What follows belongs to an exercise in optimizing a design on an open flow for small area, a short achievable clock period and few clock cycles; a production flow would make more cautious choices. The RTL was checked by simulation tests, not by an equivalence proof against the original design. Power is estimated from default activity; no workload was simulated.

### flow/design.v
module dff (
    input clk,
    input d,
    output reg q
);
  always @(posedge clk) begin
    q <= d;
  end
endmodule
module register #(
    parameter integer N = 2   
) (
    input wire clk,
    input wire [N-1:0] d,
    output wire [N-1:0] q
);
  genvar i;
  generate
    for (i = 0; i < N; i = i + 1) begin : gen_register
      dff dff_i (
          .clk(clk),
          .d  (d[i]),
          .q  (q[i])
      );
    end
  endgenerate
endmodule
module dff_with_sync_reset (
  input clk,
  input rst,
  input d,
  output reg q
  );
  always @(posedge clk) begin
    if (rst) begin
      q <= 1'b0;
    end
    else begin
      q <= d;
    end
  end
endmodule
module register_with_sync_reset #(parameter integer BITWIDTH = 2) (
  input clk,
  input rst,
  input wire [BITWIDTH-1:0] d,
  output wire [BITWIDTH-1:0] q
  );
  genvar i;
  generate
    for (i = 0; i < BITWIDTH; i++) begin : gen_register
      dff_with_sync_reset dff_i (
        .clk(clk),
        .rst(rst),
        .d(d[i]),
        .q(q[i])
        );
    end
  endgenerate
endmodule
module register_with_sync_reset_en #(parameter integer BITWIDTH = 2) (
  input clk,
  input en,
  input rst,
  input wire [BITWIDTH-1:0] d,
  output wire [BITWIDTH-1:0] q
  );
  genvar i;
  generate
    for (i = 0; i < BITWIDTH; i++) begin : gen_register
      dff_with_sync_reset_en dff_i (
        .clk(clk),
        .en(en),
        .rst(rst),
        .d(d[i]),
        .q(q[i])
        );
    end
  endgenerate
endmodule
module dff_with_sync_reset_en (
  input clk,
  input en,
  input rst,
  input d,
  output reg q
  );
  always @(posedge clk) begin
    if (en) begin
      if (rst) begin
        q <= 1'b0;
      end
      else begin
        q <= d;
      end
    end
  end
endmodule
module decoder
    #(
        parameter integer D = 2,
        parameter integer N = D + 1
    )
    (
        input   clk,
        input   ena,
        input   rst,
        input   [N-1:0] port_a,
        input   [N-1:0] port_b,
        input   [N-1:0] port_r,
        output  [N-1:0] port_c
    );
    wire [N-1:0] b_masked;
    wire [N-1:0] b_masked_delayed;
    wire sum;
    assign b_masked = port_r ^ port_b;
    register_with_sync_reset_en #(.BITWIDTH(N)) delay_b_masked(
        .clk(clk),
        .en(ena),
        .rst(rst),
        .d(b_masked),
        .q(b_masked_delayed)
    );
    assign sum = ^b_masked_delayed;
    assign port_c = {N{sum}} & port_a;
endmodule
module dom_indep #(
    parameter integer D = 2,
    parameter integer N = D + 1,
    parameter integer L = ((D + 1) * D) / 2
) (
    input clk,
    input ena,
    input rst,
    input [N-1:0] port_a,
    input [N-1:0] port_b,
    input [L-1:0] port_r,
    output [N-1:0] port_c
);
  wire [N-1:0][N-1:0] partial_products;
  wire [N-1:0][N-1:0] partial_products_delayed;
  genvar i, j;
  for (i = 0; i < N; i = i + 1) begin : gen_sym_partial_product
    assign partial_products[i][i] = (port_a[i] & port_b[i]);
    for (j = i + 1; j < N; j = j + 1) begin : gen_asym_partial_product
      assign partial_products[i][j] = (port_a[i] & port_b[j]) ^ port_r[i+(j*(j-1)/2)];
      assign partial_products[j][i] = (port_a[j] & port_b[i]) ^ port_r[i+(j*(j-1)/2)];
    end
  end
  for (i = 0; i < N; i = i + 1) begin : gen_delayed_partial_product
    register_with_sync_reset_en #(
        .BITWIDTH(N)
    ) delay_partial_products (
        .clk(clk),
        .en(ena),
        .rst(rst),
        .d  (partial_products[i]),
        .q  (partial_products_delayed[i])
    );
  end
  for (i = 0; i < N; i = i + 1) begin : gen_result_by_recombining
    assign port_c[i] = ^(partial_products_delayed[i]);
  end
endmodule
module dom_dep
    #(
        parameter integer D = 2,
        parameter integer N = D+1,
        parameter integer L = ((D+1)*D)/2,
        parameter integer PIPELINING = 1
    )
    (
        input           clk,
        input           ena,
        input           rst,
        input   [N-1:0] port_a,
        input   [N-1:0] port_b,
        input   [N-1:0] port_r1,     
        input   [L-1:0] port_r2,     
        output  [N-1:0] port_c
    );
    wire [N-1:0] a_delayed;
    wire [N-1:0] dom_mul_out;
    wire [N-1:0] dom_dec_out;
    if(PIPELINING==1) begin : gen_pipline
        register_with_sync_reset_en #(.BITWIDTH(N)) delay_a(
            .clk(clk),
            .en(ena),
            .rst(rst),
            .d(port_a),
            .q(a_delayed)
        );
    end
    else begin : gen_no_pipeline
        assign a_delayed = port_a;
    end
    dom_indep #(.D(D)) dom_mul(
        .clk(clk),
        .ena(ena),
        .rst(rst),
        .port_a(port_a),
        .port_b(port_r1),
        .port_r(port_r2),
        .port_c(dom_mul_out)
    );
    decoder #(.D(D)) dom_dec(
        .clk(clk),
        .ena(ena),
        .rst(rst),
        .port_a(a_delayed),
        .port_b(port_b),
        .port_r(port_r1),
        .port_c(dom_dec_out)
    );
    assign port_c = dom_mul_out ^ dom_dec_out;
endmodule
module dom_dep_multibit
    #(
        parameter integer D = 1,
        parameter integer BIT_WIDTH = 1,
        parameter integer PIPELINING = 1,
        parameter integer N = D+1,
        parameter integer L = ((D+1)*D)/2
    )
    (
        input   clk,
        input   ena,
        input   rst,
        input   [BIT_WIDTH-1:0][N-1:0] port_a,
        input   [BIT_WIDTH-1:0][N-1:0] port_b,
        input   [BIT_WIDTH-1:0][N-1:0] port_r1,
        input   [BIT_WIDTH-1:0][L-1:0] port_r2,
        output  [BIT_WIDTH-1:0][N-1:0] port_c
    );
    genvar i;
    generate
        for(i=0; i < BIT_WIDTH; i=i+1) begin : gen_dom_dep_mulbit
            dom_dep #( .D(D), .PIPELINING(PIPELINING)) dom_dep (
                .clk(clk),
                .ena(ena),
                .rst(rst),
                .port_a(port_a[i]),
                .port_b(port_b[i]),
                .port_r1(port_r1[i]),
                .port_r2(port_r2[i]),
                .port_c(port_c[i])
            );
        end
    endgenerate
endmodule
module frv_masked_shfrot(
input  [31:0] s    ,  
input  [ 4:0] shamt,  
input  [31:0] rp   ,  
input         srli ,  
input         slli ,  
input         rori ,  
output [31:0] r       
);
wire left = slli;
wire right= srli | rori;
wire [31:0] l0 =  s;
wire [31:0]  l1;
wire [31:0]  l2;
wire [31:0]  l4;
wire [31:0]  l8;
wire [31:0] l16;
wire         l1_rpr = (rori)? l0[   0] : rp[    0];
wire [ 1:0]  l2_rpr = (rori)? l1[ 1:0] : rp[ 2: 1];
wire [ 3:0]  l4_rpr = (rori)? l2[ 3:0] : rp[ 6: 3];
wire [ 7:0]  l8_rpr = (rori)? l4[ 7:0] : rp[14: 7];
wire [15:0] l16_rpr = (rori)? l8[15:0] : rp[30:15];
wire [31:0] l1_left  = {l0[30:0], rp[31]};
wire [31:0] l1_right = {l1_rpr  , l0[31:1]};
wire l1_l  = left  && shamt[0];
wire l1_r  = right && shamt[0];
wire l1_n  =         !shamt[0];
assign l1  = {32{l1_l}} & l1_left  |
             {32{l1_r}} & l1_right |
             {32{l1_n}} & l0       ;
wire [31:0] l2_left  = {l1[29:0], rp[30:29]};
wire [31:0] l2_right = {l2_rpr  , l1[31: 2]};
wire l2_l  = left  && shamt[1];
wire l2_r  = right && shamt[1];
wire l2_n  =         !shamt[1];
assign l2  = {32{l2_l}} & l2_left  |
             {32{l2_r}} & l2_right |
             {32{l2_n}} & l1       ;
wire [31:0] l4_left  = {l2[27:0], rp[28:25]};
wire [31:0] l4_right = {l4_rpr  , l2[31: 4]};
wire l4_l  = left  && shamt[2];
wire l4_r  = right && shamt[2];
wire l4_n  =         !shamt[2];
assign l4  = {32{l4_l}} & l4_left  |
             {32{l4_r}} & l4_right |
             {32{l4_n}} & l2       ;
wire [31:0] l8_left  = {l4[23:0], rp[24:17]};
wire [31:0] l8_right = {l8_rpr  , l4[31: 8]};
wire l8_l  = left  && shamt[3];
wire l8_r  = right && shamt[3];
wire l8_n  =         !shamt[3];
assign l8  = {32{l8_l}} & l8_left  |
             {32{l8_r}} & l8_right |
             {32{l8_n}} & l4       ;
wire [31:0] l16_left  = {l8[15:0], rp[16: 1]};
wire [31:0] l16_right = {l16_rpr , l8[31:16]};
wire l16_l  = left  && shamt[4];
wire l16_r  = right && shamt[4];
wire l16_n  =         !shamt[4];
assign l16  = {32{l16_l}} & l16_left  |
              {32{l16_r}} & l16_right |
              {32{l16_n}} & l8        ;
assign r = l16;
endmodule
module wrapper_frv_masked_shfrot #(
    parameter integer BIT_WIDTH = 32
) (
    input                 clk,
    input                 srli,    
    input                 slli,    
    input                 rori,    
    input                 ena,
    input [          4:0] shamt,   
    input [BIT_WIDTH-1:0] s0,      
    input [BIT_WIDTH-1:0] s1,      
    input [BIT_WIDTH-1:0] rp0,     
    output[BIT_WIDTH-1:0] r0,      
    output[BIT_WIDTH-1:0] r1,      
    output ready
);
  wire [BIT_WIDTH-1:0] shfrot_s0_out;
  wire [BIT_WIDTH-1:0] shfrot_s1_out;
  reg ctr_ready;
  always @(posedge clk) begin
    if (ready) ctr_ready <= 1'b0;
    else if (ena) ctr_ready <= 1'b1;
    else ctr_ready <= 1'b0;
  end
  assign ready = ctr_ready;
  frv_masked_shfrot shfrot_s0 (
      .shamt(shamt),
      .s(s0),
      .rp(rp0),
      .srli(srli),
      .slli(slli),
      .rori(rori),
      .r(shfrot_s0_out)
  );
  frv_masked_shfrot shfrot_s1 (
      .shamt(shamt),
      .s(s1),
      .rp(rp0),
      .srli(srli),
      .slli(slli),
      .rori(rori),
      .r(shfrot_s1_out)
  );
  register_with_sync_reset #(
      .BITWIDTH(BIT_WIDTH)
  ) sync_shift0 (
      .clk(clk),
      .rst(!ena),
      .d  (shfrot_s0_out),
      .q  (r0)
  );
  register_with_sync_reset #(
      .BITWIDTH(BIT_WIDTH)
  ) sync_shift1 (
      .clk(clk),
      .rst(!ena),
      .d  (shfrot_s1_out),
      .q  (r1)
  );
endmodule
module secure_frv_masked_barith (
    input  wire        g_resetn,
    input  wire        g_clk,
    input  wire        flush,
    input  wire        ena,
    input  wire        sub,        
    input  wire [31:0] i_gs0,
    input  wire [31:0] i_gs1,
    input  wire [31:0] mxor0,
    input  wire [31:0] mxor1,
    input  wire [31:0] mand0,
    input  wire [31:0] mand1,
    output wire [31:0] o_s0,
    output wire [31:0] o_s1,
    output wire        rdy
);
  parameter logic MASKING_ISE_DOM = 1'b1;
  parameter integer DELAY = 6;
  wire [31:0] p0, p1;
  wire [31:0] g0, g1;
  wire [31:0] p0_i, p1_i;
  wire [31:0] g0_i, g1_i;
  reg [DELAY-1:0] seq_cnt;
  reg toggel;
  always @(posedge g_clk) begin
    if (!g_resetn) begin
      toggel  <= 0;
      seq_cnt <= 1;
    end else if (flush) begin
      toggel  <= 0;
      seq_cnt <= 1;
    end else if (rdy) begin
      toggel  <= 0;
      seq_cnt <= 1;
    end
    else if (ena) begin
      if (toggel) begin
        seq_cnt <= seq_cnt << 1;
      end
      toggel <= ~toggel;
    end
    else begin
      seq_cnt <= 1;
    end
  end
  wire ini = ena && seq_cnt[0];
  assign p0_i = ({32{ini}} & mxor0) | ({32{!ini}} & p0);
  assign p1_i = ({32{ini}} & mxor1) | ({32{!ini}} & p1);
  assign g0_i = ({32{ini}} & mand0) | ({32{!ini}} & g0);
  assign g1_i = ({32{ini}} & mand1) | ({32{!ini}} & g1);
  frv_masked_barith_seq_process #(
      .MASKING_ISE_DOM(MASKING_ISE_DOM),
      .DELAY(DELAY)
  ) seqproc_ins (
      .g_resetn(g_resetn),
      .g_clk   (g_clk),
      .ena     (ena),
      .i_gs0   (i_gs0),
      .i_gs1   (i_gs1),
      .toggel(toggel),
      .seq     (seq_cnt),
      .i_pk0   (p0_i),
      .i_pk1   (p1_i),
      .i_gk0   (g0_i),
      .i_gk1   (g1_i),
      .o_pk0   (p0),
      .o_pk1   (p1),
      .o_gk0   (g0),
      .o_gk1   (g1)
  );
  wire [31:0] o_s0_gated = mxor0 ^ {g0[30:0], 1'b0};
  wire [31:0] o_s1_gated = mxor1 ^ {g1[30:0], sub};
  assign o_s0 = o_s0_gated;
  assign o_s1 = o_s1_gated;
  assign rdy  = seq_cnt[DELAY-1];
endmodule
module frv_masked_barith_seq_process #(
    parameter logic MASKING_ISE_DOM = 1'b0,
    parameter integer DELAY = 6
) (
    input wire             g_resetn,
    input wire             g_clk,
    input wire             ena,
    input wire [     31:0] i_gs0,
    input wire [     31:0] i_gs1,
    input wire             toggel,
    input wire [DELAY-1:0] seq,
    input  wire [31:0] i_pk0,
    input  wire [31:0] i_pk1,
    input  wire [31:0] i_gk0,
    input  wire [31:0] i_gk1,
    output wire [31:0] o_pk0,
    output wire [31:0] o_pk1,
    output wire [31:0] o_gk0,
    output wire [31:0] o_gk1
);
  reg [31:0] gkj0, gkj1;
  reg [31:0] pkj0, pkj1;
  always @(*) begin
    gkj0 =  {32{ seq[  0]}} & {i_gk0[30:0], 1'd0} |
            {32{ seq[  1]}} & {i_gk0[29:0], 2'd0} |
            {32{ seq[  2]}} & {i_gk0[27:0], 4'd0} |
            {32{ seq[  3]}} & {i_gk0[23:0], 8'd0} |
            {32{|seq[5:4]}} & {i_gk0[15:0],16'd0} ;  
    gkj1 =  {32{ seq[  0]}} & {i_gk1[30:0], 1'd0} |
            {32{ seq[  1]}} & {i_gk1[29:0], 2'd0} |
            {32{ seq[  2]}} & {i_gk1[27:0], 4'd0} |
            {32{ seq[  3]}} & {i_gk1[23:0], 8'd0} |
            {32{|seq[5:4]}} & {i_gk1[15:0],16'd0} ;  
    pkj0 =  {32{ seq[  0]}} & {i_pk0[30:0], 1'd0} |
            {32{ seq[  1]}} & {i_pk0[29:0], 2'd0} |
            {32{ seq[  2]}} & {i_pk0[27:0], 4'd0} |
            {32{|seq[5:3]}} & {i_pk0[23:0], 8'd0} ;  
    pkj1 =  {32{ seq[  0]}} & {i_pk1[30:0], 1'd0} |
            {32{ seq[  1]}} & {i_pk1[29:0], 2'd0} |
            {32{ seq[  2]}} & {i_pk1[27:0], 4'd0} |
            {32{|seq[5:3]}} & {i_pk1[23:0], 8'd0} ;  
  end
  generate
    if (MASKING_ISE_DOM == 1'b1) begin : gen_sni_dom_indep
      wire ena_dom;
      wire ena_post_dom;
      assign ena_dom = g_resetn & ena & toggel;
      assign ena_post_dom = g_resetn & ena & (!toggel);
      wire [31:0] i_tg0 = (gkj0 & i_pk0);
      wire [31:0] i_tg1 = i_gs0 ^ i_gk0 ^ (gkj0 & i_pk1);
      wire [31:0] i_tg2 = i_gs0 ^ i_gk1 ^ (gkj1 & i_pk0);
      wire [31:0] i_tg3 = (gkj1 & i_pk1);
      wire [31:0] tg0, tg1;
      wire [31:0] tg2, tg3;
      wire [31:0] tg0tg1, tg2tg3;
      register_with_sync_reset #(.BITWIDTH(32)) ff_tg0 (
          .clk(g_clk),
          .rst(ena_dom),
          .d(i_tg0),
          .q(tg0)
        );
      register_with_sync_reset #(.BITWIDTH(32)) ff_tg1 (
          .clk(g_clk),
          .rst(ena_dom),
          .d(i_tg1),
          .q(tg1)
        );
      register_with_sync_reset #(.BITWIDTH(32)) ff_tg2 (
          .clk(g_clk),
          .rst(ena_dom),
          .d(i_tg2),
          .q(tg2)
        );
      register_with_sync_reset #(.BITWIDTH(32)) ff_tg3 (
          .clk(g_clk),
          .rst(ena_dom),
          .d(i_tg3),
          .q(tg3)
        );
      assign tg0tg1 = tg0 ^ tg1;
      assign tg2tg3 = tg2 ^ tg3;
      register_with_sync_reset #(.BITWIDTH(32)) ff_o_gk0 (
          .clk(g_clk),
          .rst(ena_post_dom),
          .d(tg0tg1),
          .q(o_gk0)
        );
      register_with_sync_reset #(.BITWIDTH(32)) ff_o_gk1 (
          .clk(g_clk),
          .rst(ena_post_dom),
          .d(tg2tg3),
          .q(o_gk1)
        );
      wire [31:0] i_tp0 = (i_pk0 & pkj0);
      wire [31:0] i_tp1 = i_gs1 ^ (i_pk0 & pkj1);
      wire [31:0] i_tp2 = i_gs1 ^ (i_pk1 & pkj0);
      wire [31:0] i_tp3 = (i_pk1 & pkj1);
      wire [31:0] tp0, tp1;
      wire [31:0] tp2, tp3;
      wire [31:0] tp0tp1, tp2tp3;
      register_with_sync_reset #(.BITWIDTH(32)) ff_tp0 (
          .clk(g_clk),
          .rst(ena_dom),
          .d(i_tp0),
          .q(tp0)
        );
      register_with_sync_reset #(.BITWIDTH(32)) ff_tp1 (
          .clk(g_clk),
          .rst(ena_dom),
          .d(i_tp1),
          .q(tp1)
        );
      register_with_sync_reset #(.BITWIDTH(32)) ff_tp2 (
          .clk(g_clk),
          .rst(ena_dom),
          .d(i_tp2),
          .q(tp2)
        );
      register_with_sync_reset #(.BITWIDTH(32)) ff_tp3 (
          .clk(g_clk),
          .rst(ena_dom),
          .d(i_tp3),
          .q(tp3)
        );
      assign tp0tp1 = tp0 ^ tp1;
      assign tp2tp3 = tp2 ^ tp3;
      register_with_sync_reset #(.BITWIDTH(32)) ff_o_pk0 (
          .clk(g_clk),
          .rst(ena_post_dom),
          .d(tp0tp1),
          .q(o_pk0)
        );
      register_with_sync_reset #(.BITWIDTH(32)) ff_o_pk1 (
          .clk(g_clk),
          .rst(ena_post_dom),
          .d(tp2tp3),
          .q(o_pk1)
        );
    end else begin : gen_masking
      wire [31:0] pk0 = i_gs1 ^ (i_pk0 & pkj1) ^ (i_pk0 | ~pkj0);
      wire [31:0] pk1 = i_gs1 ^ (i_pk1 & pkj1) ^ (i_pk1 | ~pkj0);
      FF_Nb #(
          .Nb(32)
      ) ff_pk0 (
          .g_resetn(g_resetn),
          .g_clk(g_clk),
          .ena(ena),
          .din(pk0),
          .dout(o_pk0)
      );
      FF_Nb #(
          .Nb(32)
      ) ff_pk1 (
          .g_resetn(g_resetn),
          .g_clk(g_clk),
          .ena(ena),
          .din(pk1),
          .dout(o_pk1)
      );
      wire [31:0] gk0 = i_gk0 ^ (gkj0 & i_pk1) ^ (gkj0 | ~i_pk0);
      wire [31:0] gk1 = i_gk1 ^ (gkj1 & i_pk1) ^ (gkj1 | ~i_pk0);
      FF_Nb #(
          .Nb(32)
      ) ff_gk0 (
          .g_resetn(g_resetn),
          .g_clk(g_clk),
          .ena(ena),
          .din(gk0),
          .dout(o_gk0)
      );
      FF_Nb #(
          .Nb(32)
      ) ff_gk1 (
          .g_resetn(g_resetn),
          .g_clk(g_clk),
          .ena(ena),
          .din(gk1),
          .dout(o_gk1)
      );
    end
  endgenerate
endmodule
module frv_masked_and #(
    parameter integer BIT_WIDTH    = 32
) (
    input  wire                 g_clk,
    input wire                  resetn,
    input  wire                 clk_en,   
    input  wire [BIT_WIDTH-1:0] z0,       
    input  wire [BIT_WIDTH-1:0] z1,       
    input  wire [BIT_WIDTH-1:0] z2,       
    input  wire [BIT_WIDTH-1:0] ax,       
    input  wire [BIT_WIDTH-1:0] ay,       
    input  wire [BIT_WIDTH-1:0] bx,       
    input  wire [BIT_WIDTH-1:0] by,       
    output wire [BIT_WIDTH-1:0] qx,       
    output wire [BIT_WIDTH-1:0] qy        
);
  localparam integer D = 1;   
  localparam integer N = D + 1;   
  localparam integer L = ((D + 1) * D) / 2;   
  wire [BIT_WIDTH-1:0][N-1:0] a;
  wire [BIT_WIDTH-1:0][N-1:0] b;
  wire [BIT_WIDTH-1:0][N-1:0] r1;
  wire [BIT_WIDTH-1:0][L-1:0] r2;
  wire [BIT_WIDTH-1:0][N-1:0] c;
  genvar i;
  generate
    for (i = 0; i < BIT_WIDTH; i = i + 1) begin : gen_port_mapping
      assign a[i][0] = ax[i];
      assign a[i][1] = bx[i];
      assign b[i][0] = ay[i];
      assign b[i][1] = by[i];
      assign r1[i][0] = z0[i];
      assign r1[i][1] = z1[i];
      assign r2[i][0] = z2[i];
      assign qx[i] = c[i][0];
      assign qy[i] = c[i][1];
    end
  endgenerate
  dom_dep_multibit #(
      .D(D),
      .BIT_WIDTH(BIT_WIDTH)
  ) dom_dep_multibit (
      .clk(g_clk),
      .ena(clk_en),
      .rst(!resetn),
      .port_a(a),      
      .port_b(b),      
      .port_r1(r1),    
      .port_r2(r2),    
      .port_c(c)
  );
endmodule
module secure_frv_masked_bitwise #(
    parameter logic MASKING_ISE_DOM = 1'b1,
    parameter integer INSECURE_XOR  = 0,   
    parameter integer BIT_WIDTH     = 32
) (
    input  wire                 g_resetn,  
    input  wire                 g_clk,
    input  wire                 ena,
    input  wire [BIT_WIDTH-1:0] i_remask0,  
    input  wire [BIT_WIDTH-1:0] i_remask1,  
    input  wire [BIT_WIDTH-1:0] i_remask2,  
    input  wire [BIT_WIDTH-1:0] i_remask3,  
    input  wire [BIT_WIDTH-1:0] i_a0,
    input  wire [BIT_WIDTH-1:0] i_a1,
    input  wire [BIT_WIDTH-1:0] i_b0,
    input  wire [BIT_WIDTH-1:0] i_b1,
    output wire [BIT_WIDTH-1:0] o_xor0,
    output wire [BIT_WIDTH-1:0] o_xor1,
    output wire [BIT_WIDTH-1:0] o_and0,
    output wire [BIT_WIDTH-1:0] o_and1,
    output wire [BIT_WIDTH-1:0] o_ior0,
    output wire [BIT_WIDTH-1:0] o_ior1,
    output wire [BIT_WIDTH-1:0] o_not0,
    output wire [BIT_WIDTH-1:0] o_not1,
    output wire                 rdy
);
  generate
    if (MASKING_ISE_DOM == 1'b1) begin : gen_masking_DOM
      frv_masked_and #(
          .BIT_WIDTH(BIT_WIDTH)
      ) i_dom_and (
          .g_clk (g_clk),
          .resetn(g_resetn),
          .clk_en(ena),
          .z0    (i_remask0),
          .z1    (i_remask1),
          .z2    (i_remask2),
          .ax    (i_a0),
          .ay    (i_b0),
          .bx    (i_a1),
          .by    (i_b1),
          .qx    (o_and0),
          .qy    (o_and1)
      );
    end else begin : gen_no_masking
      assign o_and0 = i_remask0 ^ (i_a0 & i_b1) ^ (i_a0 | ~i_b0);
      assign o_and1 = i_remask0 ^ (i_a1 & i_b1) ^ (i_a1 | ~i_b0);
    end
  endgenerate
  generate
    if (INSECURE_XOR == 0) begin : gen_secure_non_leaking_version
      wire [BIT_WIDTH-1:0] xor0, xor0_delayed;
      wire [BIT_WIDTH-1:0] xor1, xor1_delayed;
      assign xor0 = i_remask3 ^ i_a0 ^ i_b0;
      assign xor1 = i_remask3 ^ i_a1 ^ i_b1;
      register_with_sync_reset #(
          .BITWIDTH(BIT_WIDTH)
      ) delay_xor0 (
          .clk(g_clk),
          .rst(!g_resetn),
          .d  (xor0),
          .q  (xor0_delayed)
      );
      register_with_sync_reset #(
          .BITWIDTH(BIT_WIDTH)
      ) delay_xor1 (
          .clk(g_clk),
          .rst(!g_resetn),
          .d  (xor1),
          .q  (xor1_delayed)
      );
      assign o_xor0 = xor0_delayed;
      assign o_xor1 = xor1_delayed;
    end
  endgenerate
  assign o_ior0 = o_and0;
  assign o_ior1 = ~o_and1;
  assign o_not0 = i_a0;
  assign o_not1 = ~i_a1;
  localparam integer PosEdg = 1;
  generate
  if (PosEdg == 1) begin : gen_ready_signal_for_only_positive_clocks
    reg [1:0] ctr_ready;
    always @(posedge g_clk) begin
      if (rdy) ctr_ready  <= 2'h1;
      else if (ena) ctr_ready  <= ctr_ready << 1;
      else ctr_ready <= 2'h1;
    end
    assign rdy = ctr_ready[1];
  end else begin : gen_ready_signal_for_double_pumped_clocks
    assign rdy = ena;
  end
  endgenerate
endmodule
module FF_Nb #(
    parameter integer Nb  = 1,
    parameter logic   EDG = 1
) (
    input wire g_resetn,
    g_clk,
    input wire ena,
    input wire [Nb-1:0] din,
    output reg [Nb-1:0] dout
);
  generate
    if (EDG == 1'b1) begin : gen_posedge_ff
      always @(posedge g_clk) begin
        if (!g_resetn) dout <= {Nb{1'b0}};
        else if (ena) dout <= din;
      end
    end else begin : gen_negedge_ff
      always @(negedge g_clk) begin
        if (!g_resetn) dout <= {Nb{1'b0}};
        else if (ena) dout <= din;
      end
    end
  endgenerate
endmodule
module secure_frv_masked_alu #(
    parameter integer XL = 31
) (
    input wire g_clk,     
    input wire g_resetn,  
    input wire valid,   
    input wire flush,   
    input wire op_b2a,        
    input wire op_a2b,        
    input wire op_b_mask,     
    input wire op_b_remask,   
    input wire op_a_mask,     
    input wire op_a_remask,   
    input wire op_b_not,      
    input wire op_b_and,      
    input wire op_b_ior,      
    input wire op_b_xor,      
    input wire op_b_add,      
    input wire op_b_sub,      
    input wire op_b_srli,     
    input wire op_b_slli,     
    input wire op_b_rori,     
    input wire op_a_add,      
    input wire op_a_sub,      
    input wire op_f_mul,      
    input wire op_f_aff,      
    input wire op_f_sqr,      
    input wire prng_update,   
    input wire [XL:0] rs1_s0,   
    input wire [XL:0] rs1_s1,   
    input wire [XL:0] rs2_s0,   
    input wire [XL:0] rs2_s1,   
    input wire [XL:0] z0_in,
    input wire [XL:0] z1_in,
    input wire [XL:0] z2_in,
    input wire [XL:0] z3_in,
    input wire [XL:0] z4_in,
    input wire [XL:0] z5_in,
    output wire        ready,   
    output wire [XL:0] rd_s0,   
    output wire [XL:0] rd_s1    
);
  localparam integer XLEN = 32;
wire s_op_b2a     ;
wire s_op_a2b     ;
wire s_op_b_mask  ;
wire s_op_b_remask;
wire s_op_a_mask  ;
wire s_op_a_remask;
wire s_op_b_not   ;
wire s_op_b_and   ;
wire s_op_b_ior   ;
wire s_op_b_xor   ;
wire s_op_b_add   ;
wire s_op_b_sub   ;
wire s_op_b_srli  ;
wire s_op_b_slli  ;
wire s_op_b_rori  ;
wire s_op_a_add   ;
wire s_op_a_sub   ;
wire s_op_f_mul   ;
wire s_op_f_aff   ;
wire s_op_f_sqr   ;
    assign s_op_b2a     = op_b2a     ;        
    assign s_op_a2b     = op_a2b     ;        
    assign s_op_b_mask  = op_b_mask  ;     
    assign s_op_b_remask= op_b_remask;   
    assign s_op_a_mask  = op_a_mask  ;     
    assign s_op_a_remask= op_a_remask;   
    assign s_op_b_not   = op_b_not   ;      
    assign s_op_b_and   = op_b_and   ;      
    assign s_op_b_ior   = op_b_ior   ;      
    assign s_op_b_xor   = op_b_xor   ;      
    assign s_op_b_add   = op_b_add   ;      
    assign s_op_b_sub   = op_b_sub   ;      
    assign s_op_b_srli  = op_b_srli  ;     
    assign s_op_b_slli  = op_b_slli  ;     
    assign s_op_b_rori  = op_b_rori  ;     
    assign s_op_a_add   = op_a_add   ;      
    assign s_op_a_sub   = op_a_sub   ;      
    assign s_op_f_mul   = op_f_mul   ;      
    assign s_op_f_aff   = op_f_aff   ;      
    assign s_op_f_sqr   = op_f_sqr   ;      
  wire [XL:0] madd0, madd1;
  wire [XL:0] b2a_a0;
  wire [XL:0] b2a_b0;
  wire [XL:0] b2a_b1;
  parameter logic MASKING_ISE_TRNG = 1'b0;
  parameter logic MASKING_ISE_DOM = 1'b1;
  parameter logic ENABLE_FAFF = 0;
  parameter logic ENABLE_FMUL = 0;
  parameter logic ENABLE_BARITH = 1;
  parameter logic ENABLE_ARITH = 0;
  wire [XL:0] prng0;
  wire [XL:0] n_prng0;
  wire [XL:0] prng1;
  wire [XL:0] n_prng1;
  wire [XL:0] prng2;
  wire [XL:0] n_prng2;
  wire [XL:0] z0;
  wire [XL:0] z1;
  wire [XL:0] z2;
  wire [XL:0] z3;
  wire [XL:0] z4;
  wire [XL:0] z5;
      assign z0 = z0_in;
      assign z1 = z1_in;
      assign z2 = z2_in;
      assign z3 = z3_in;
      assign z4 = z4_in;
      assign z5 = z5_in;
  wire nrs2_opt = (s_op_b_ior || s_op_b_sub);
  wire [XL:0] op_a0, op_a1, op_b0, op_b1;
  assign op_a0 = rs1_s0;
  assign op_a1 = s_op_b_ior ? ~rs1_s1 : s_op_b2a ? rs1_s1 : s_op_a2b ? {XLEN{1'b0}} : rs1_s1;
  assign op_b0 = ({XLEN{s_op_b2a}} & b2a_b0) | ({XLEN{!(s_op_b2a || s_op_a2b)}} & rs2_s0);
  assign op_b1 = nrs2_opt ? ~rs2_s1 : s_op_b2a ? b2a_b1 : s_op_a2b ? ~rs1_s1 : rs2_s1;
  wire [XL:0] mxor0, mxor1;
  wire [XL:0] mand0, mand1;
  wire [XL:0] mior0, mior1;
  wire [XL:0] mnot0, mnot1;
  wire dologic = !flush && (s_op_b_xor || s_op_b_and || s_op_b_ior || s_op_b_not);
  wire op_b_addsub = !flush && (s_op_b_add || s_op_b_sub || s_op_b2a || s_op_a2b);
  reg  ctrl_do_arith;
  wire mlogic_ena = valid && (dologic || op_b_addsub) && !ctrl_do_arith;
  wire mlogic_rdy;
  secure_frv_masked_bitwise #(
      .MASKING_ISE_DOM(MASKING_ISE_DOM)
  ) msklogic_ins (
      .g_resetn(g_resetn),
      .g_clk(g_clk),
      .ena(mlogic_ena),
      .i_remask0(z0),   
      .i_remask1(z1),   
      .i_remask2(z4),   
      .i_remask3(z5),   
      .i_a0(op_a0),
      .i_a1(op_a1),
      .i_b0(op_b0),
      .i_b1(op_b1),
      .o_xor0(mxor0),
      .o_xor1(mxor1),
      .o_and0(mand0),
      .o_and1(mand1),
      .o_ior0(mior0),
      .o_ior1(mior1),
      .o_not0(mnot0),
      .o_not1(mnot1),
      .rdy(mlogic_rdy)
  );
  assign b2a_a0 = rs1_s0;
  wire [XL:0] b2a_b1_lat;
  wire        b2a_ini = s_op_b2a && mlogic_ena;
  FF_Nb #(
      .Nb(XLEN)
  ) ff_b2a_b0 (
      .g_resetn(g_resetn),
      .g_clk   (g_clk),
      .ena     (b2a_ini),
      .din     (b2a_b1),
      .dout    (b2a_b1_lat)
  );
  wire [XL:0] b2a_gs = z2 ^ z3;  
  assign b2a_b1 = (mlogic_ena ? b2a_gs : b2a_b1_lat) & {XLEN{s_op_b2a}};
  assign b2a_b0 = {XLEN{1'b0}};  
  wire op_b2a_latched;   
  FF_Nb ff_dob2a (
      .g_resetn(g_resetn),
      .g_clk   (g_clk),
      .ena     (valid),
      .din     (s_op_b2a),
      .dout    (op_b2a_latched)
  );
  wire [XL:0] madd0_gated = op_b2a_latched ? madd0 : {XLEN{1'b0}};
  wire [XL:0] madd1_gated = op_b2a_latched ? madd1 : {XLEN{1'b0}};
  wire [XL:0] madd0_gated_sync;
  wire [XL:0] madd1_gated_sync;
  wire        madd_rdy;
  register_with_sync_reset #(.BITWIDTH(XLEN)) reg_mb2a0_out_v2 (
    .clk(g_clk),
    .rst(!((s_op_b2a) & madd_rdy)),
    .d(madd0_gated),
    .q(madd0_gated_sync)
  );
  register_with_sync_reset #(.BITWIDTH(XLEN)) reg_mb2a1_out_v2 (
    .clk(g_clk),
    .rst(!((s_op_b2a) & madd_rdy)),
    .d(madd1_gated),
    .q(madd1_gated_sync)
  );
  wire [XL:0] mb2a0 = madd0_gated_sync ^ madd1_gated_sync;
  wire [XL:0] mb2a1 = b2a_b0 ^ b2a_b1;
  wire        addsub_ena;
  wire        sub = s_op_b_sub || s_op_a2b;
  wire        u_0 = mand0[0] ^ (mxor0[0] && sub);
  wire        u_1 = mand1[0] ^ (mxor1[0] && sub);
  wire [XL:0] s_mand0 = {mand0[XL:1], u_0};
  wire [XL:0] s_mand1 = {mand1[XL:1], u_1};
  reg [2:0] ctrl_do_addsub;
  wire ctrl_do_addsub_o;
  always @(posedge g_clk) begin
    if (!g_resetn || (valid && madd_rdy)) begin
      ctrl_do_addsub <= 3'b001;
    end else if (addsub_ena && (op_b_addsub && !s_op_b2a) && (ctrl_do_addsub[2]!=1)) begin
      ctrl_do_addsub <= ctrl_do_addsub << 1;
    end else if (addsub_ena && (op_b_addsub && s_op_b2a && mlogic_rdy)&& (ctrl_do_addsub[2]!=1)) begin
      ctrl_do_addsub <= ctrl_do_addsub << 1;
    end
  end
  assign ctrl_do_addsub_o = (s_op_b_add || s_op_b_sub) ? (ctrl_do_addsub[2]) :
    (|ctrl_do_addsub[2:1]) ;
  generate
    if (ENABLE_BARITH) begin : gen_masked_barith_enabled
      secure_frv_masked_barith #(
          .MASKING_ISE_DOM(MASKING_ISE_DOM)
      ) mskaddsub_ins (
          .g_resetn(g_resetn),
          .g_clk   (g_clk),
          .flush   (flush),
          .ena     (ctrl_do_addsub_o),
          .sub     (sub),
          .i_gs0   (z2),               
          .i_gs1   (z3),               
          .mxor0   (mxor0),
          .mxor1   (mxor1),
          .mand0   (s_mand0),
          .mand1   (s_mand1),
          .o_s0    (madd0),
          .o_s1    (madd1),
          .rdy     (madd_rdy)
      );
    end else begin : gen_masked_barith_disabled
      assign madd0    = 32'b0;
      assign madd1    = 32'b0;
      assign madd_rdy = addsub_ena;
    end
  endgenerate
  wire       op_shr;
  wire       shr_rdy;
  wire [4:0] shamt;
  wire [XL:0] mshr0, mshr1;
  assign shamt = rs2_s0[4:0];
  assign op_shr  = s_op_b_srli || s_op_b_slli || s_op_b_rori;
  wrapper_frv_masked_shfrot shfrpt_ins (
    .clk(g_clk),
    .srli(s_op_b_srli),
    .slli(s_op_b_slli),
    .rori(s_op_b_rori),
    .ena(op_shr),
    .shamt(shamt),
    .s0(rs1_s0),
    .s1(rs1_s1),
    .rp0(z0),
    .r0(mshr0),
    .r1(mshr1),
    .ready(shr_rdy)
    );
  parameter integer SECURE_MASKING_OPERATION = 2;
  wire opmask = !flush && s_op_b_mask;   
  wire remask = !flush && s_op_b_remask;
  wire op_msk = opmask || remask;
  wire [XL:0] rmask0;
  wire [XL:0] rmask1;
  wire msk_rdy;
  generate
    if (SECURE_MASKING_OPERATION == 0) begin : gen_reference_masking_operation
      assign rmask0  = z0 ^ rs1_s0;
      assign rmask1  = z0 ^ ({XLEN{remask}} & rs1_s1);
      assign msk_rdy = valid & op_msk;
    end else if (SECURE_MASKING_OPERATION == 1) begin : gen_new_randomness_masking
      assign rmask0  = z5 ^ rs1_s0;
      assign rmask1  = z5 ^ ({XLEN{remask}} & rs1_s1);
      assign msk_rdy = valid & op_msk;
    end else if (SECURE_MASKING_OPERATION == 2) begin : gen_new_rand_and_reg_mask
      wire [XL:0] remask0_in;
      wire [XL:0] remask1_in;
      assign remask0_in = z5 ^ rs1_s0;
      assign remask1_in = z5 ^ ({XLEN{remask}} & rs1_s1);
      register_with_sync_reset #(
          .BITWIDTH(XLEN)
      ) delay_remask0 (
          .clk(g_clk),
          .rst(!((s_op_b_mask|s_op_b_remask) & (valid & op_msk))),
          .d  (remask0_in),
          .q  (rmask0)
      );
      register_with_sync_reset #(
          .BITWIDTH(XLEN)
      ) delay_remask1 (
          .clk(g_clk),
          .rst(!((s_op_b_mask|s_op_b_remask) & (valid & op_msk))),
          .d  (remask1_in),
          .q  (rmask1)
      );
    reg [1:0] ctr_msk_ready;
    always @(posedge g_clk) begin
      if (msk_rdy) ctr_msk_ready  <= 2'b01;
      else if (valid & op_msk) ctr_msk_ready  <= ctr_msk_ready << 1;
      else ctr_msk_ready <= 2'b01;
    end
    assign msk_rdy = ctr_msk_ready[1];
    end
  endgenerate
  wire [XL:0] amsk0, amsk1;
  wire op_amsk;
  wire amsk_rdy;
  generate
    if (ENABLE_ARITH == 1) begin : gen_masked_arith_enabled
      frv_masked_arith arithmask_ins (
          .i_a0  (rs1_s0),
          .i_a1  (rs1_s1),
          .i_b0  (rs2_s0),
          .i_b1  (rs2_s1),
          .i_gs  (z0),
          .mask  (op_a_mask),
          .remask(op_a_remask),
          .doadd (op_a_add),
          .dosub (op_a_sub),
          .o_r0  (amsk0),
          .o_r1  (amsk1)
      );
      assign op_amsk  = s_op_a_mask || s_op_a_remask || op_a_add || op_a_sub;
      assign amsk_rdy = valid & op_amsk;
    end else begin : gen_masked_arith_disabled
      assign amsk0 = {XLEN{1'b0}};
      assign amsk1 = {XLEN{1'b0}};
      assign op_amsk = 1'b0;
      assign amsk_rdy = 1'b0;
    end
  endgenerate
  wire [XL:0] mfaff0, mfaff1;
  wire [XL:0] mfmul0, mfmul1;
  generate
    if (ENABLE_FAFF) begin : gen_FAFF_ENABLED
      frv_masked_faff makfaff_ins (
          .i_a0(rs1_s0),
          .i_a1(rs1_s1),
          .i_mt({rs2_s1, rs2_s0}),
          .i_gs(z0),
          .o_r0(mfaff0),
          .o_r1(mfaff1)
      );
    end else begin : gen_FAFF_DISABLED
      assign mfaff0 = 32'b0;
      assign mfaff1 = 32'b0;
    end
  endgenerate
  generate
    if (ENABLE_FMUL) begin : gen_FMUL_ENABLED
      wire mskfmul_ena = op_f_mul || op_f_sqr;
      frv_masked_fmul #(
          .MASKING_ISE_DOM(MASKING_ISE_DOM)
      ) mskfmul_ins (
          .g_resetn(g_resetn),
          .g_clk   (g_clk),
          .ena     (mskfmul_ena),
          .i_a0    (rs1_s0),
          .i_a1    (rs1_s1),
          .i_b0    (rs2_s0),
          .i_b1    (rs2_s1),
          .i_sqr   (op_f_sqr),
          .i_gs    (z0),
          .o_r0    (mfmul0),
          .o_r1    (mfmul1)
      );
    end else begin : gen_FMUL_DISABLED
      assign mfmul0 = 32'b0;
      assign mfmul1 = 32'b0;
    end
  endgenerate
  wire mskfield_rdy = valid && (op_f_mul || op_f_aff || op_f_sqr);
      assign addsub_ena = valid && op_b_addsub;
  always @(posedge g_clk) begin
    if (!g_resetn || (valid && ready)) begin
      ctrl_do_arith <= 1'b0;
    end else if (valid) begin
      ctrl_do_arith <= dologic || op_b_addsub;
    end
  end
  wire [XL:0] mnot0_muted;
  wire [XL:0] mxor0_muted;
  wire [XL:0] mand0_muted;
  wire [XL:0] mior0_muted;
  wire [XL:0] madd0_muted;
  wire [XL:0] mnot1_muted;
  wire [XL:0] mxor1_muted;
  wire [XL:0] mand1_muted;
  wire [XL:0] mior1_muted;
  wire [XL:0] madd1_muted;
  register_with_sync_reset #(.BITWIDTH(XLEN)) mute_mnot0 (
    .clk(g_clk),
    .rst(!(s_op_b_not & mlogic_rdy)),
    .d(mnot0),
    .q(mnot0_muted)
  );
  register_with_sync_reset #(.BITWIDTH(XLEN)) mute_mnot1 (
    .clk(g_clk),
    .rst(!(s_op_b_not & mlogic_rdy)),
    .d(mnot1),
    .q(mnot1_muted)
  );
  register_with_sync_reset #(.BITWIDTH(XLEN)) mute_mxor0 (
    .clk(g_clk),
    .rst(!(s_op_b_xor & mlogic_rdy)),
    .d(mxor0),
    .q(mxor0_muted)
  );
  register_with_sync_reset #(.BITWIDTH(XLEN)) mute_mxor1 (
    .clk(g_clk),
    .rst(!(s_op_b_xor & mlogic_rdy)),
    .d(mxor1),
    .q(mxor1_muted)
  );
  register_with_sync_reset #(.BITWIDTH(XLEN)) mute_mand0 (
    .clk(g_clk),
    .rst(!(s_op_b_and & mlogic_rdy)),
    .d(mand0),
    .q(mand0_muted)
  );
  register_with_sync_reset #(.BITWIDTH(XLEN)) mute_mand1 (
    .clk(g_clk),
    .rst(!(s_op_b_and & mlogic_rdy)),
    .d(mand1),
    .q(mand1_muted)
  );
  register_with_sync_reset #(.BITWIDTH(XLEN)) mute_mior0 (
    .clk(g_clk),
    .rst(!(s_op_b_ior & mlogic_rdy)),
    .d(mior0),
    .q(mior0_muted)
  );
  register_with_sync_reset #(.BITWIDTH(XLEN)) mute_mior1 (
    .clk(g_clk),
    .rst(!(s_op_b_ior & mlogic_rdy)),
    .d(mior1),
    .q(mior1_muted)
  );
  register_with_sync_reset #(.BITWIDTH(XLEN)) mute_madd0 (
    .clk(g_clk),
    .rst(!((s_op_b_add | s_op_b_sub) & madd_rdy)),
    .d(madd0),
    .q(madd0_muted)
  );
  register_with_sync_reset #(.BITWIDTH(XLEN)) mute_madd1 (
    .clk(g_clk),
    .rst(!((s_op_b_add | s_op_b_sub) & madd_rdy)),
    .d(madd1),
    .q(madd1_muted)
  );
  assign rd_s0 =mnot0_muted |
                mxor0_muted |
                mand0_muted |
                mior0_muted |
                mshr0 |  
                madd0_muted |
                mb2a0 |  
                rmask0;  
  assign rd_s1 =mnot1_muted |
                mxor1_muted |
                mand1_muted |
                mior1_muted |
                mshr1 |  
                madd1_muted |
                mb2a1 |   
                rmask1;   
  reg b2a_rdy;
  always @(posedge g_clk) begin
    if (madd_rdy) b2a_rdy <= 1'b1;
    else b2a_rdy <= 1'b0;
  end
  wire mlogic_rdy_delayed;
  register #(.N(1)) delay_logic_rdy (
    .clk(g_clk),
    .d(mlogic_rdy),
    .q(mlogic_rdy_delayed)
  );
  wire madd_rdy_delayed;
  register #(.N(1)) delay_madd_rdy (
    .clk(g_clk),
    .d(madd_rdy),
    .q(madd_rdy_delayed)
  );
  assign ready = (dologic && mlogic_rdy_delayed) ||
      ((s_op_b_add || s_op_b_sub) && madd_rdy_delayed) || (b2a_rdy && s_op_b2a) || shr_rdy || msk_rdy ||
               amsk_rdy || mskfield_rdy;
endmodule
### flow/constraint.sdc
create_clock -name core_clock -period 7.0 [get_ports {g_clk}]
set_input_delay 1.4000 -clock core_clock [delete_from_list [all_inputs] [get_ports {g_clk}]]
set_output_delay 1.4000 -clock core_clock [all_outputs]
set_load 0.01 [all_outputs]
### flow/run.sh
#!/bin/bash
# synth_recipe.tcl (not shown) runs the flow's synth.tcl, then flattens the netlist and writes it again
# the make line also repeats each setting of config.mk as NAME=value (left out here)
make -C /OpenROAD-flow-scripts/flow DESIGN_CONFIG=/design/flow/config.mk WORK_HOME=/design/flow/orfs CLKGATE_MAP_FILE= SYNTH_SCRIPT=/design/flow/synth_recipe.tcl finish
### flow/config.mk
export PLATFORM = sky130hd
export DESIGN_NAME = secure_frv_masked_alu
export DESIGN_NICKNAME = secure_frv_masked_alu
export VERILOG_FILES = /design/flow/design.v
export SDC_FILE = /design/flow/constraint.sdc
export NUM_CORES = 4
export LEC_CHECK = 0
export CAP_MARGIN = 20
export CORE_MARGIN = 2
export CORE_UTILIZATION = 35
export SLEW_MARGIN = 20
congestion_map.png
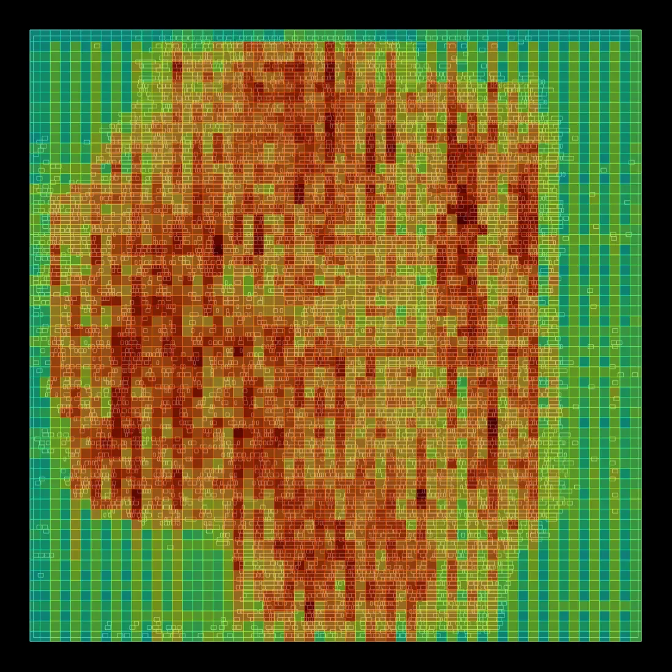
GRT Total Usage: 0.307
met2 usage: 0.463
post-layout util: 0.416
met1 usage: 0.411
global route hottest layer: met2

clock_wires.png
The bar under the picture is 100 µm long.
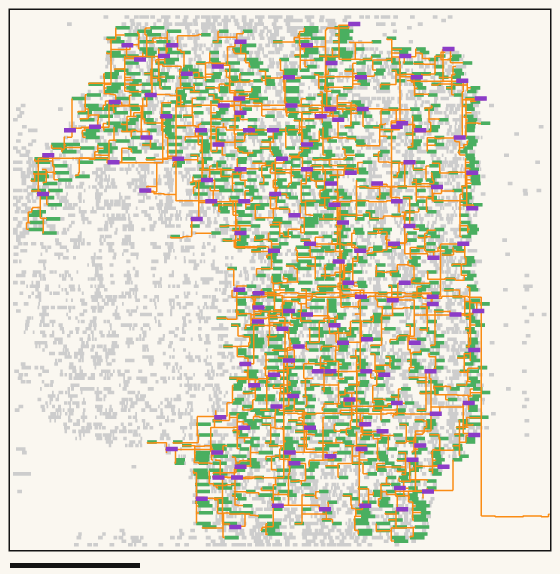
[flip-flops] green | count: 1249
[clock wires] orange | length: 15100 µm
[clock-net drivers] purple | count: 135
routed clock nets	136

==> impl_metrics.tcl <==
set metrics [dict create \
    first_iter_violations 7573 \
    dieArea_mm2 0.172 \
    yosysTopAreaCellShare 0.337 \
    p_leak_nw 26.8 \
    cp-endpoint "rd_s1[7]" \
    grt_pass1_vias 48533 \
    worstSkewPairLatency_ns 0.79 \
    netlist_area_mm2 0.0591 \
    cts_buffer_depth 3 \
    die_x_um 415 \
    status "timing/DRC/antenna clean" \
    synth-async-reset-ratio 0 \
    fin_crit_sh 0.866 \
    vdd_drop_max_mv 0.151 \
    ys_ff_latch 1249 \
    regArea_mm2 0.0276 \
    syn_area_per_cell_um2 9.32 \
    cts.repair.resized 0 \
    cp_common_cell "clkdlybuf4s50_1" \
    fin_nets 6906 \
    crit_path_max_incr_delay_ns 0.62 \
    grt_overflow 0 \
    synth_top_area_cell "dfxtp_1" \
    worstMarginPinSlew_ns 1.23 \
    worstSetupEndpointType "primary output" \
    path_cells "clkdlybuf4s50_1 > nor2b_1 > o21ai_4 > nor2_4 > buf_12 > buf_4 > mux2i_1 > o21ai_0 > clkdlybuf4s50_1" \
    layout_common_cells "dfxtp_1, nor2_1, xnor2_1" \
    synth_cells 6335 \
    critPathArrivalTime_ns 4.66 \
    slew_headroom 0.172 \
    avgViaCountPerCell 5.85 \
    drc 0 \
    cts_tree "built" \
    rr_worst_depth 9 \
    yosys_warnings 10 \
    ys.flop_type "dfxtp_1" \
    synth.distinct_cells 98 \
    io_buffers 404 \
    cts_buffers 135 \
    die_h_um 415 \
    num_vias 51985 \
    cp_max_fo 45 \
    grt_pass1_wl_um 379000 \
    worst-r2r-setup-slack_ns 3.22 \
    hp-class "reg2reg" \
    wl_met1_um 113000 \
    timing.final.ws_setup_ns 0.939 \
    synthTopCellsByArea "dfxtp_1, edfxtp_1, xnor2_1, nor2_1, xor2_1" \
    ys_seq_area_frac 0.467 \
    synth_common_cells "dfxtp_1, nor2_1, xnor2_1" \
    fillers 16374 \
    critPathLaunchType "input pin" \
    cpMaxStageDelayCell "clkdlybuf4s50_1" \
    dr.max_layer_used "met5" \
    place_congestion 1.02 \
    htree_levels 4 \
    routed_wl_um 275000 \
    slew_violations 0 \
    cts.sinks 1249 \
    core_mm2 0.167 \
    min_path_cells 2 \
    dp_slack_ns 0.967 \
    met2WireLength_um 118000 \
    start_util 0.353 \
    ant_nets 0 \
    wl_per_cell_um 30.9 \
    rows 150 \
    route.met3.wl_um 26000 \
    synth_fp_nets 6681 \
    rr_startpoint "ctrl_do_addsub[1]" \
    syn_to_final_growth_pct 17.9 \
    grt_max_degree 165 \
    cts_root_buffer "clkbuf_16" \
    p_per_area_mw_per_mm2 347 \
    drv_cap 0 \
    critPathLaunch "flush" \
    timing.setup.tns_ns 0 \
    synth_edf_count 256 \
    fmax_mhz 165 \
    ctsHoldBuffers 0 \
    layout_commonest_cell "dfxtp_1" \
    rsz0062_at_grt "false" \
    skew_ns 0.0501 \
    report.final.hold_viol_count 0 \
    drive_gt1_frac 0.0780 \
    critPathKind "in2out" \
    setup_viol 0 \
    cp.required_ns 5.60 \
    cts_setup_buffers 0 \
]
Testbench counts, summed over its fixed seeds: cycles 75,975.
gates.png
The bar under the picture is 100 µm long.
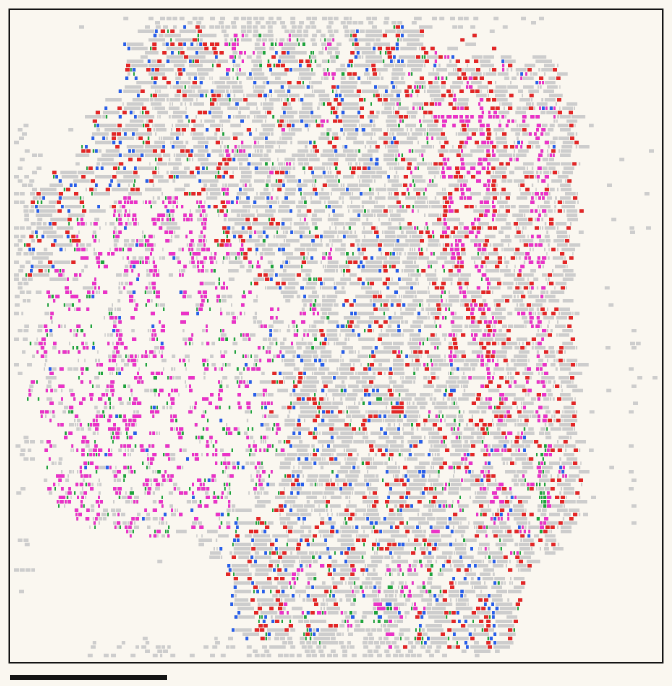
family	colour	cells
aoi and oai cells	magenta	1173
nand cells	green	573
xor and xnor cells	red	854
and/or cells	blue	514

[critical path: cells and delay by family]
family	cells	cell delay [ns]
mux	1	0.15
buf+inv	4	1.91
simple gates	2	0.65
compound gates	2	0.53
[metrics by stage]
stage               area [µm²]  power, mW  cells  hold slack (ns)
floorplan                59100       14.0   6335            0.388
CTS                      69600       24.0   8870            0.408
global placement         65100       16.8   8627            0.399
global route             69600       25.1   8878            0.436
detailed placement       65200       16.9   8627            0.398
finish                   69600       24.2   8890            0.408
[cell families after synthesis]
kind of cell    Yosys count  share of synthesized area
buf+inv                 534                     0.0383
fa+ha+maj                 1                   0.000212
simple gates           2185                      0.175
mux                     178                     0.0314
flops                  1249                      0.467
xor+xnor                854                      0.127
compound gates         1334                      0.161
[final cells by class]
class                   count  area share
diodes                     20    0.000719
clock buffers             199      0.0567
clock inverters            44     0.00697
inverters                  85     0.00458
multi-input cells        4552       0.422
flip-flops and latches   1249       0.396
well taps                2204      0.0396
repair buffers            537      0.0739
[report_power, final]
group / switching [mW] / total [mW] / internal (mW)
clock network: 3.06 / 7.16 / 4.10
registers: 0.813 / 9.60 / 8.79
logic: 4.63 / 7.44 / 2.81
total: 8.51 / 24.2 / 15.7

## afterwards: timing with drivers on the ports
Ports are ideal in the flow. The routed layout listed here was re-timed in OpenROAD.
Step 1 (the two cells are an assumption about what drives the block):
set clk [get_ports {g_clk}]
set_driving_cell -lib_cell sky130_fd_sc_hd__clkbuf_16 $clk
set_driving_cell -lib_cell sky130_fd_sc_hd__buf_2 [delete_from_list [all_inputs] $clk]
Step 2 moves the port delays by t, midway between the first and last clock arrival at a register: inputs arrive t later, outputs are due t later. That takes back most of the time a late clock gives input paths.
Three values: ideal ports, drivers, drivers and shift; two values: the first two.
shift t [ns]: 0.849
setup WS [ns]: 0.939 / 0.838 / 0.838
clock arrival spread, ns: 0.057 / 0.057
worst data-port slew with drivers (ns): 0.26
After both steps setup and hold are still met in this run. For this run, drivers alone change the setup slack by -0.101 ns; drivers and shift together by -0.101 ns.
